Context: an optimization exercise on an open-source flow, tuned for small area and a short achievable clock period. The choices shown serve that exercise and are no tape-out recipe. In this exercise RTL edits were held to simulation tests only and were not proved equivalent to the original.

**Signal wires by layer**

Scale bar: 100 um. Two of the layers only.
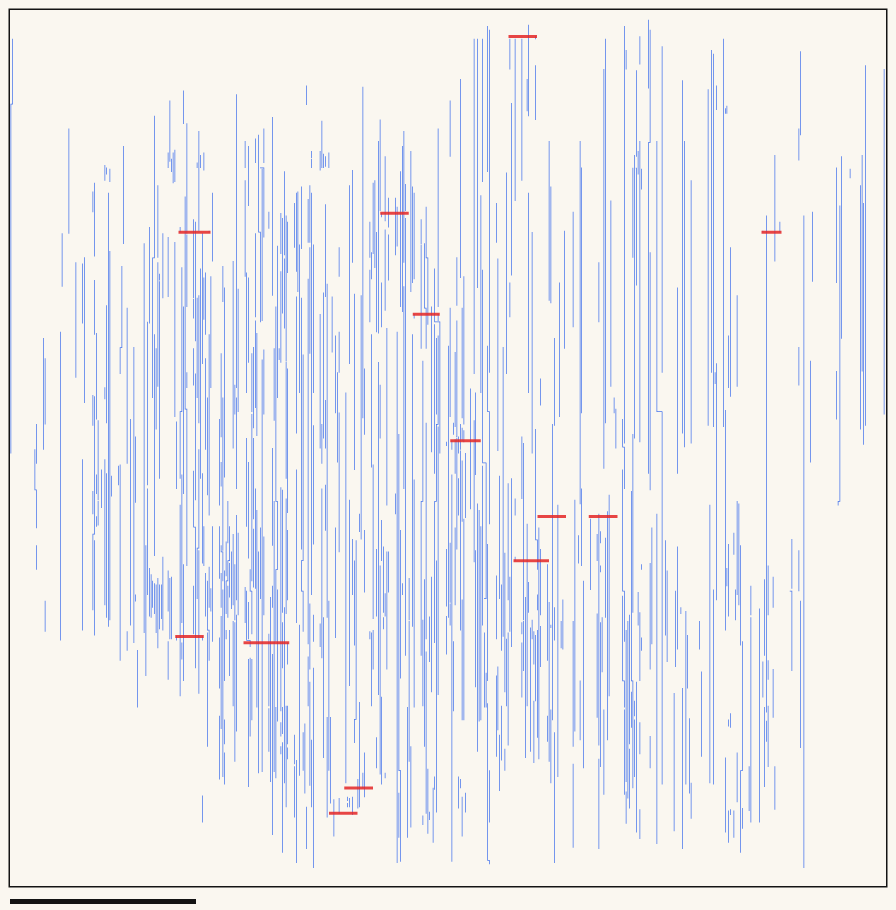
**Wire density map**

Scale bar: 100 um. 24 x 24 tiles, from dark blue (low) to red (high), scaled to the fullest tile. Values are wire area over tile area, all layers added.
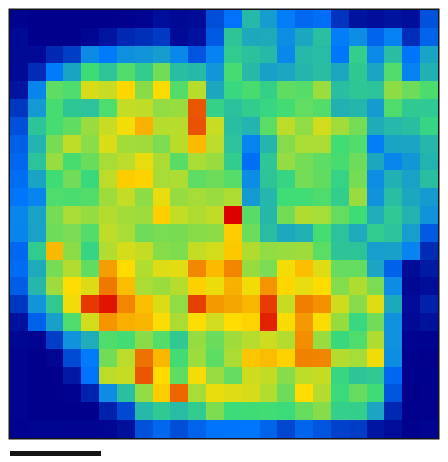
**I/O pins on the die edge**

Pins as bars across the die edge, other pins in gray.
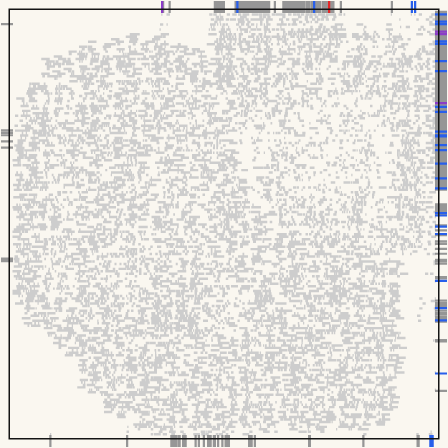
## flow/design.v

```verilog
module ALU (
		 input logic [31:0] BUS_A,   
		 input logic [31:0] BUS_B,   
		 input logic [3:0] ALUSel,    
		 output logic [31:0] ALU_OUT,    
		 output logic ZERO_FLAG, NEG_FLAG    
	);
	parameter ADD = 4'b0000;
	parameter SUB = 4'b0001;
	parameter SLL = 4'b0010;
	parameter SLT = 4'b0011;
	parameter SLTU = 4'b0100;
	parameter XOR = 4'b0101;
	parameter SRL = 4'b0110;
	parameter SRA = 4'b0111;
	parameter OR =  4'b1000;
	parameter AND = 4'b1001;
	always_comb begin
		case(ALUSel)
			ADD: 
				ALU_OUT = BUS_A + BUS_B;
			SUB: 
				ALU_OUT = BUS_A - BUS_B;
			SLL:  
				ALU_OUT = BUS_A << $unsigned(BUS_B);
			SLT:  
				ALU_OUT = BUS_A < BUS_B;
			SLTU:  
				ALU_OUT = $unsigned(BUS_A) << $unsigned(BUS_B);
			XOR: 
				ALU_OUT = BUS_A ^ BUS_B;
			SRL:  
				ALU_OUT = BUS_A >> $unsigned(BUS_B);
			SRA:  
				ALU_OUT = BUS_A >>> $unsigned(BUS_B);
			OR:  
				ALU_OUT = BUS_A | BUS_B;
			AND: 
				ALU_OUT = BUS_A & BUS_B;
			default: ALU_OUT = {32{1'b0}};   
		endcase
		ZERO_FLAG = (ALU_OUT == 0) ? 1'b1 : 1'b0;
		NEG_FLAG = (ALU_OUT < 0) ? 1'b1 : 1'b0;
	end
endmodule
module BRANCH_COMP (
    input logic [31:0] DATA_A, 
    input logic [31:0] DATA_B, 
    input logic [31:0] INS,  
    output logic [2:0] BRANCH
);
logic BrEq, BrLT, BrGT;
logic BrUn;  
logic [6:0] OPCODE;
logic [2:0] FUNC3;
parameter BEQ = 3'b000;
parameter BNE = 3'b001;
parameter BLT = 3'b100;
parameter BGE = 3'b101;
parameter BLTU = 3'b110;
parameter BGEU = 3'b111;
parameter TYPE_R = 7'b0110011;
parameter TYPE_I_COMP = 7'b0010011;
parameter TYPE_I_JALR = 7'b1100111;
parameter TYPE_I_LOAD = 7'b0000011;
parameter TYPE_S = 7'b0100011;
parameter TYPE_SB = 7'b1100011;
parameter TYPE_U_LUI = 7'b0110111;
parameter TYPE_U_AUIPC = 7'b0010111;
assign OPCODE = INS[6:0]; 
assign FUNC3 = INS[14:12];
always_comb begin
    if (OPCODE == TYPE_SB) begin
        BrUn = (FUNC3==BLTU || FUNC3==BGEU);
        BrEq = 1'b0;
        BrLT = 1'b0;
        BrGT = 1'b0;
        if (BrUn) begin
            BrEq = ($unsigned(DATA_A) == $unsigned(DATA_B));
            BrLT = ($unsigned(DATA_A) < $unsigned(DATA_B));
            BrGT = ($unsigned(DATA_A) > $unsigned(DATA_B));
        end else begin
            BrEq = (DATA_A == DATA_B);
            BrLT = (DATA_A < DATA_B);
            BrGT = (DATA_A > DATA_B);
        end
    end else begin
        BrUn = 1'b0;
        BrEq = 1'b0;
        BrLT = 1'b0;
        BrGT = 1'b0;
    end
end
assign BRANCH = {BrEq, BrLT, BrGT};
endmodule
module CONTROLLER (
		input logic [31:0] INS,
		input logic [2:0] BRANCH,
		output logic [11:0] CON_SIG
	);
	logic [3:0] ALUSel;
	logic Branch;
	logic [6:0] OPCODE;
	logic [2:0] FUNC3;
	logic [6:0] FUNC7;
	assign OPCODE = INS[6:0];
	assign FUNC3 = INS[14:12];
	assign FUNC7 = INS[31:25];
	parameter TYPE_R 	     = 7'b0110011;
	parameter TYPE_I_COMP  = 7'b0010011;
	parameter TYPE_I_LOAD  = 7'b0000011;
	parameter TYPE_I_JALR  = 7'b1100111;
	parameter TYPE_S	     = 7'b0100011;
	parameter TYPE_SB      = 7'b1100011;
	parameter TYPE_U_LUI   = 7'b0110111;
	parameter TYPE_U_AUIPC = 7'b0010111;
	parameter ADD = 4'b0000;
	parameter SUB = 4'b0001;
	parameter SLL = 4'b0010;
	parameter SLT = 4'b0011;
	parameter SLTU = 4'b0100;
	parameter XOR = 4'b0101;
	parameter SRL = 4'b0110;
	parameter SRA = 4'b0111;
	parameter OR =  4'b1000;
	parameter AND = 4'b1001;
	parameter BEQ = 3'b100;
	parameter BNE = 3'b011;
	parameter BLT = 3'b010;
	parameter BGE = 3'b101;
	parameter BLTU = 3'b010;
	parameter BGEU = 3'b101; 
	always_comb begin
        case (FUNC3)
            3'b000: 
					case (FUNC7[6:5])
						2'b00: ALUSel = ADD;
						2'b01: ALUSel = SUB;
						default: ALUSel = 4'b0000;
					endcase
				3'b001: ALUSel = SLL;
				3'b010: ALUSel = SLT;
				3'b011: ALUSel = SLTU;
				3'b100: ALUSel = XOR;
				3'b101:
					case (FUNC7[6:5])
						2'b00: ALUSel = SRL;
						2'b01: ALUSel = SRA;
						default: ALUSel = 4'b0000;
					endcase
				default: ALUSel = 4'b0000;	
        endcase
    end
	always_comb begin
		 if (BRANCH == BEQ || BRANCH == BNE || BRANCH == BLT || BRANCH == BGE || BRANCH == BLTU || BRANCH == BGEU)
			  Branch = 1'b1;
		 else 
			  Branch = 1'b0;
	end
	 always_comb begin
        case (OPCODE)
            TYPE_R:   
					CON_SIG = {1'b0, Branch, 1'b0, 1'b1, 1'b0, ALUSel, 1'b0, 1'b0, 1'b1};
				TYPE_I_COMP:
					CON_SIG = {1'b0, Branch, 1'b1, 1'b1, 1'b1, ALUSel, 1'b0, 1'b0, 1'b1};
				TYPE_I_LOAD:
					CON_SIG = {1'b0, Branch, 1'b1, 1'b1, 1'b1, ALUSel, 1'b0, 1'b0, 1'b1};
				TYPE_SB:
					CON_SIG = {1'b1, Branch, 1'b1, 1'b1, 1'b1, ALUSel, 1'b0, 1'b0, 1'b1};
            default:
                CON_SIG = {1'b0, 1'b0, 1'b0, 4'b0000, 1'b0, 1'b0};
        endcase
    end
endmodule
module IMM_GEN (
		 input logic [31:0] INS,
		 input logic ImmSel,
		 output logic [31:0] IMM_OUT
	);
	logic [6:0] OPCODE;
	logic [14:12] FUNC3;
	assign OPCODE = INS[6:0];
	parameter TYPE_R = 7'b0110011;
   parameter TYPE_I_COMP = 7'b0010011;
   parameter TYPE_I_JALR = 7'b1100111;
	parameter TYPE_I_LOAD = 7'b0000011;
   parameter TYPE_S = 7'b0100011;
   parameter TYPE_SB = 7'b1100011;
   parameter TYPE_U_LUI = 7'b0110111;
   parameter TYPE_U_AUIPC = 7'b0010111;
	always_comb begin
		if (ImmSel) begin
			case(OPCODE)
				TYPE_I_COMP:
					IMM_OUT = {(INS[31]) ? 20'b1 : 20'b0, INS[31:20]};
				TYPE_I_JALR:
					IMM_OUT = {(INS[31]) ? 20'b1 : 20'b0, INS[31:20]};
				TYPE_I_LOAD:
					IMM_OUT = {(INS[31]) ? 20'b1 : 20'b0, INS[31:20]};
				TYPE_S:
					IMM_OUT = {(INS[31]) ? 20'b1 : 20'b0, INS[31:25], INS[11:7]};
				TYPE_SB:
					IMM_OUT = {(INS[31]) ? 20'b1 : 20'b0, INS[7], INS[30:25], INS[11:8], 1'b0};
				TYPE_U_LUI:
					IMM_OUT = {INS[31:12], 12'b0};
				TYPE_U_AUIPC:
					IMM_OUT = {INS[31:12], 12'b0};
				default: IMM_OUT = {32{1'b0}};   
			endcase
		end else begin
         IMM_OUT = {32{1'b0}};
      end
	end
endmodule
module MUX2 (
		input logic [31:0] D0, D1,
		input logic MUX_SEL,
		output logic [31:0] MUX_OUT
	);
	assign MUX_OUT = MUX_SEL? D1 : D0;
endmodule
module PC_ (
		input logic CLK, RST,
		input logic [31:0] PC_OFFSET,		 
		input logic Branch,
		output logic [31:0] PC	 
	);
	logic [31:0] NEXT_PC;
	always @(posedge CLK or posedge RST) begin
		if (RST) 
			PC <= 32'b0;
		else 
			PC <= NEXT_PC;
	end
	always_comb begin
		if (!Branch)	
			NEXT_PC = PC + 4;
		else
			NEXT_PC = PC + PC_OFFSET;
	end
endmodule
module REG_FILE (
        input logic CLK, RST,
        input logic RegWEN,
        input logic [4:0] WRITE_REG, 
        input logic [4:0] READ_REG_A, 
        input logic [4:0] READ_REG_B,
        input logic [31:0] REG_DATA_W,  
        output logic [31:0] READ_DATA_A, READ_DATA_B   
    );
    logic [31:0] REGISTER_FILE [31:0];
    function automatic logic [31:0] INIT_VAL(input int i);
        case (i)
            0: INIT_VAL = 32'h00000001;
            1: INIT_VAL = 32'h00000002;
            2: INIT_VAL = 32'h00000003;
            3: INIT_VAL = 32'h00000004;
            4: INIT_VAL = 32'h00000005;
            5: INIT_VAL = 32'h00000006;
            6: INIT_VAL = 32'h00000007;
            7: INIT_VAL = 32'h00000008;
            8: INIT_VAL = 32'h00000009;
            9: INIT_VAL = 32'h00000010;
            10: INIT_VAL = 32'h00000011;
            11: INIT_VAL = 32'h00000012;
            12: INIT_VAL = 32'h00000013;
            13: INIT_VAL = 32'h00000014;
            14: INIT_VAL = 32'h00000015;
            15: INIT_VAL = 32'h00000016;
            16: INIT_VAL = 32'h00000017;
            17: INIT_VAL = 32'h00000018;
            18: INIT_VAL = 32'h00000019;
            19: INIT_VAL = 32'h00000020;
            20: INIT_VAL = 32'h00000021;
            21: INIT_VAL = 32'h00000022;
            22: INIT_VAL = 32'h00000023;
            23: INIT_VAL = 32'h00000024;
            24: INIT_VAL = 32'h00000025;
            25: INIT_VAL = 32'h00000026;
            26: INIT_VAL = 32'h00000027;
            27: INIT_VAL = 32'h00000028;
            28: INIT_VAL = 32'h00000029;
            29: INIT_VAL = 32'h00000030;
            30: INIT_VAL = 32'h00000031;
            default: INIT_VAL = 32'h00000032;
        endcase
    endfunction
    always @(*) begin
      READ_DATA_A = REGISTER_FILE[READ_REG_A];
      READ_DATA_B = REGISTER_FILE[READ_REG_B];
    end
    genvar g;
    generate
      for (g = 0; g < 32; g = g + 1) begin : regs
        always @(posedge CLK or posedge RST) begin
          if (RST)
            REGISTER_FILE[g] <= INIT_VAL(g);
          else if (RegWEN == 1'b1 && WRITE_REG == g)
            REGISTER_FILE[g] <= REG_DATA_W;
        end
      end
    endgenerate
endmodule
module DATAPATH (
		input logic CLK, RST, 
		output logic [31:0] PC,
		output logic [31:0] BUS_A,   
		output logic [31:0] BUS_B,   
		output logic [31:0] ALU_OUT,    
		output logic ZERO_FLAG, NEG_FLAG,
		output logic [3:0] ALUSel,  
		output logic BSel,
		input logic [31:0] INS,
		output logic [4:0] WRITE_REG, 
		output logic [4:0] READ_REG_A, 
		output logic [4:0] READ_REG_B,
		output logic [31:0] REG_DATA_W,  
		output logic [31:0] READ_DATA_A, READ_DATA_B,
		output logic RegWEN,  
		output logic [31:0] IMM_OUT,
		output logic ImmSel,  
		output logic MEMR,   
		output logic MEMW,  
		output logic [31:0] MEM_DATA_R,
		output logic WBSel,
		output logic Branch,
		output logic ASel
	);
	logic [11:0] CON_SIG;
	logic [31:0] MUX_OUT_alu_a;
	logic [31:0] MUX_OUT_alu_b;
	logic [31:0] MUX_OUT_mem;
	logic [2:0] BRANCH;
	assign READ_REG_A = INS[19:15];
	assign READ_REG_B = INS[24:20];
	assign WRITE_REG = INS[11:7];
	assign ALUSel = CON_SIG[6:3];
	assign RegWEN = CON_SIG[8];
	assign ImmSel = CON_SIG[9];
	assign BSel = CON_SIG[7];
	assign MEMR = CON_SIG[2];
	assign MEMW = CON_SIG[1];
	assign WBSel = CON_SIG[0];
	assign Branch = CON_SIG[10];
	assign ASel = CON_SIG[11];
	assign BUS_A = MUX_OUT_alu_a;
	assign BUS_B = MUX_OUT_alu_b;
	assign REG_DATA_W = MUX_OUT_mem;
	assign MEM_DATA_R = 32'b0;
	CONTROLLER controller_inst (
		.INS(INS),
		.CON_SIG(CON_SIG),
		.BRANCH(BRANCH)
	);
	ALU ALU_module(
		.BUS_A(BUS_A),
		.BUS_B(BUS_B), 
		.ALUSel(ALUSel), 
		.ALU_OUT(ALU_OUT), 
		.ZERO_FLAG(ZERO_FLAG), 
		.NEG_FLAG(NEG_FLAG)
	);	
	PC_ pc (
		.CLK(CLK),
		.RST(RST),
		.PC_OFFSET(ALU_OUT),
		.PC(PC),
		.Branch(Branch)
	);
	REG_FILE reg_file (
		.CLK(CLK),
		.RST(RST),
		.RegWEN(RegWEN),
		.WRITE_REG(WRITE_REG),
		.READ_REG_A(READ_REG_A),
		.READ_REG_B(READ_REG_B),
		.REG_DATA_W(MUX_OUT_mem),
		.READ_DATA_A(READ_DATA_A),
		.READ_DATA_B(READ_DATA_B)
	);
	IMM_GEN imm_gen (
		.IMM_OUT(IMM_OUT),
		.INS(INS),
		.ImmSel(ImmSel)
	);
	BRANCH_COMP branch_comp(
		.DATA_A(READ_DATA_A), 
		.DATA_B(READ_DATA_B), 
		.INS(INS),
		.BRANCH(BRANCH)
	);
	MUX2 mux_alu_A(
		.D0(READ_DATA_A), 
		.D1(PC),
		.MUX_SEL(ASel),
		.MUX_OUT(MUX_OUT_alu_a)
	);
	MUX2 mux_alu_B(
		.D0(READ_DATA_B), 
		.D1(IMM_OUT),
		.MUX_SEL(BSel),
		.MUX_OUT(MUX_OUT_alu_b)
	);
	MUX2 mem(
		.D0(MEM_DATA_R), 
		.D1(ALU_OUT),
		.MUX_SEL(WBSel),
		.MUX_OUT(MUX_OUT_mem)
	);
endmodule
```

## flow/run.sh

```bash
#!/bin/bash
# synth_recipe.tcl (not shown) runs the flow's synth.tcl, then flattens the netlist and writes it again
# the make line also repeats each setting of config.mk as NAME=value (left out here)
make -C /OpenROAD-flow-scripts/flow DESIGN_CONFIG=/design/flow/config.mk WORK_HOME=/design/flow/orfs CLKGATE_MAP_FILE= SYNTH_SCRIPT=/design/flow/synth_recipe.tcl finish
```

## flow/config.mk

```make
export PLATFORM = sky130hd
export DESIGN_NAME = DATAPATH
export DESIGN_NICKNAME = DATAPATH
export VERILOG_FILES = /design/flow/design.v
export SDC_FILE = /design/flow/constraint.sdc
export NUM_CORES = 4
export LEC_CHECK = 0
export CAP_MARGIN = 20
export CORE_MARGIN = 2
export CORE_UTILIZATION = 30
export PLACE_DENSITY = 0.5
export SETUP_SLACK_MARGIN = 0.3
export SLEW_MARGIN = 20
```

## flow/constraint.sdc

```tcl
create_clock -name core_clock -period 12.0 [get_ports {CLK}]
set_input_delay 2.4000 -clock core_clock [delete_from_list [all_inputs] [get_ports {CLK}]]
set_output_delay 2.4000 -clock core_clock [all_outputs]
set_load 0.01 [all_outputs]
```

==> impl_metrics.py <==
metrics = {
    "run_status": {
        "status": "timing/DRC/antenna clean",
    },
    "layout": {
        "nClkBuffers": 191,
        "area_delta_synth_final_pct": 31.2,
        "seq_cell_count": 1056,
        "largest_register": "reg_file.REGISTER_FILE",
        "final_cell_mix": "nand3_1 (1364), buf_4 (1202), nor2_1 (1064)",
        "multi_input_cells": 6280,
        "largest_class": "multi-input combinational cells",
    },
    "sta": {
        "worst_slack_ps": 155,
        "setup_viol": 0,
    },
    "drt": {
        "wl_met2_um": 188000,
        "routedWlPerCell_um": 36.7,
    },
    "power_and_ir_drop": {
        "p_seq_w": 0.00399,
        "power.leakage_nw": 38.5,
    },
    "synth": {
        "synth_area_mm2": 0.0656,
        "synth_edf_count": 0,
        "yosys.area.top_type": "dfrtp_1",
        "synthFlopType": "dfrtp_1",
    },
    "clock_network": {
        "clk_latency_ps": 860,
        "postCtsSetupBuffers": 18,
        "path_clk_slew_ps": 60,
        "htree_levels": 4,
    },
    "placed_design": {
        "dp_hpwl_um": 323000,
    },
    "grt": {
        "grt_max_degree": 146,
        "antenna_found_initial": 37,
    },
    "setup_path": {
        "reg2reg_from": "reg_file.REGISTER_FILE[27][0]",
    },
}
Notes on 'signal wires by layer' above:
legend:
  blue:
    layer: met4
    wire_length: 39.3 mm
  red:
    layer: met5
    wire_length: 190 um

Notes on 'wire density map' above:
mean over tiles: 0.36
nearly empty tiles: 8.7%
fullest tile: 0.80
tiles over half the peak: 50%

Notes on 'I/O pins on the die edge' above:
legend:
  red:
    port: `ZERO_FLAG`
    pins: 1
    direction: output
    edge: north
  purple:
    port: `ALUSel`
    pins: 4
    direction: output
    edge: 3 east, 1 north
  blue:
    port: `IMM_OUT`
    pins: 32
    direction: output
    edge: 25 east, 4 north, 3 south
all pins by edge: 188 east, 112 north, 42 south, 9 west
die height: 472 um
Port Buffers: 295
Die X: 472 um

==> re-timing with driven ports <==
No port has a modelled driver above. Below, the same layout with a new extraction and two added sets of constraints. Step 1 sets driving cells, clkbuf_16 on the clock port and buf_2 on the other inputs (assumed; they add their load-dependent delay and slew). Step 2 adds t to the input delays and takes it off the output delays; t is the mean of the earliest and latest rising clock arrival at the registers after step 1. Input paths then give back, and output paths get back, about the clock's delay inside the block. Three values: ideal, step 1, step 2; two values: the first two.
shift t [ns]: 0.920
setup WS [ns]: 0.155 / 0.101 / -0.182
latest minus earliest clock arrival (ns): 0.062 / 0.063
slew at the worst register clock pin (ns): 0.07 / 0.07
worst slew at a driven data input, ns: 0.11
Met with ideal ports but missed after step 2: setup timing in this run. For this run, drivers alone change the setup slack by -0.054 ns; drivers and shift together by -0.337 ns.
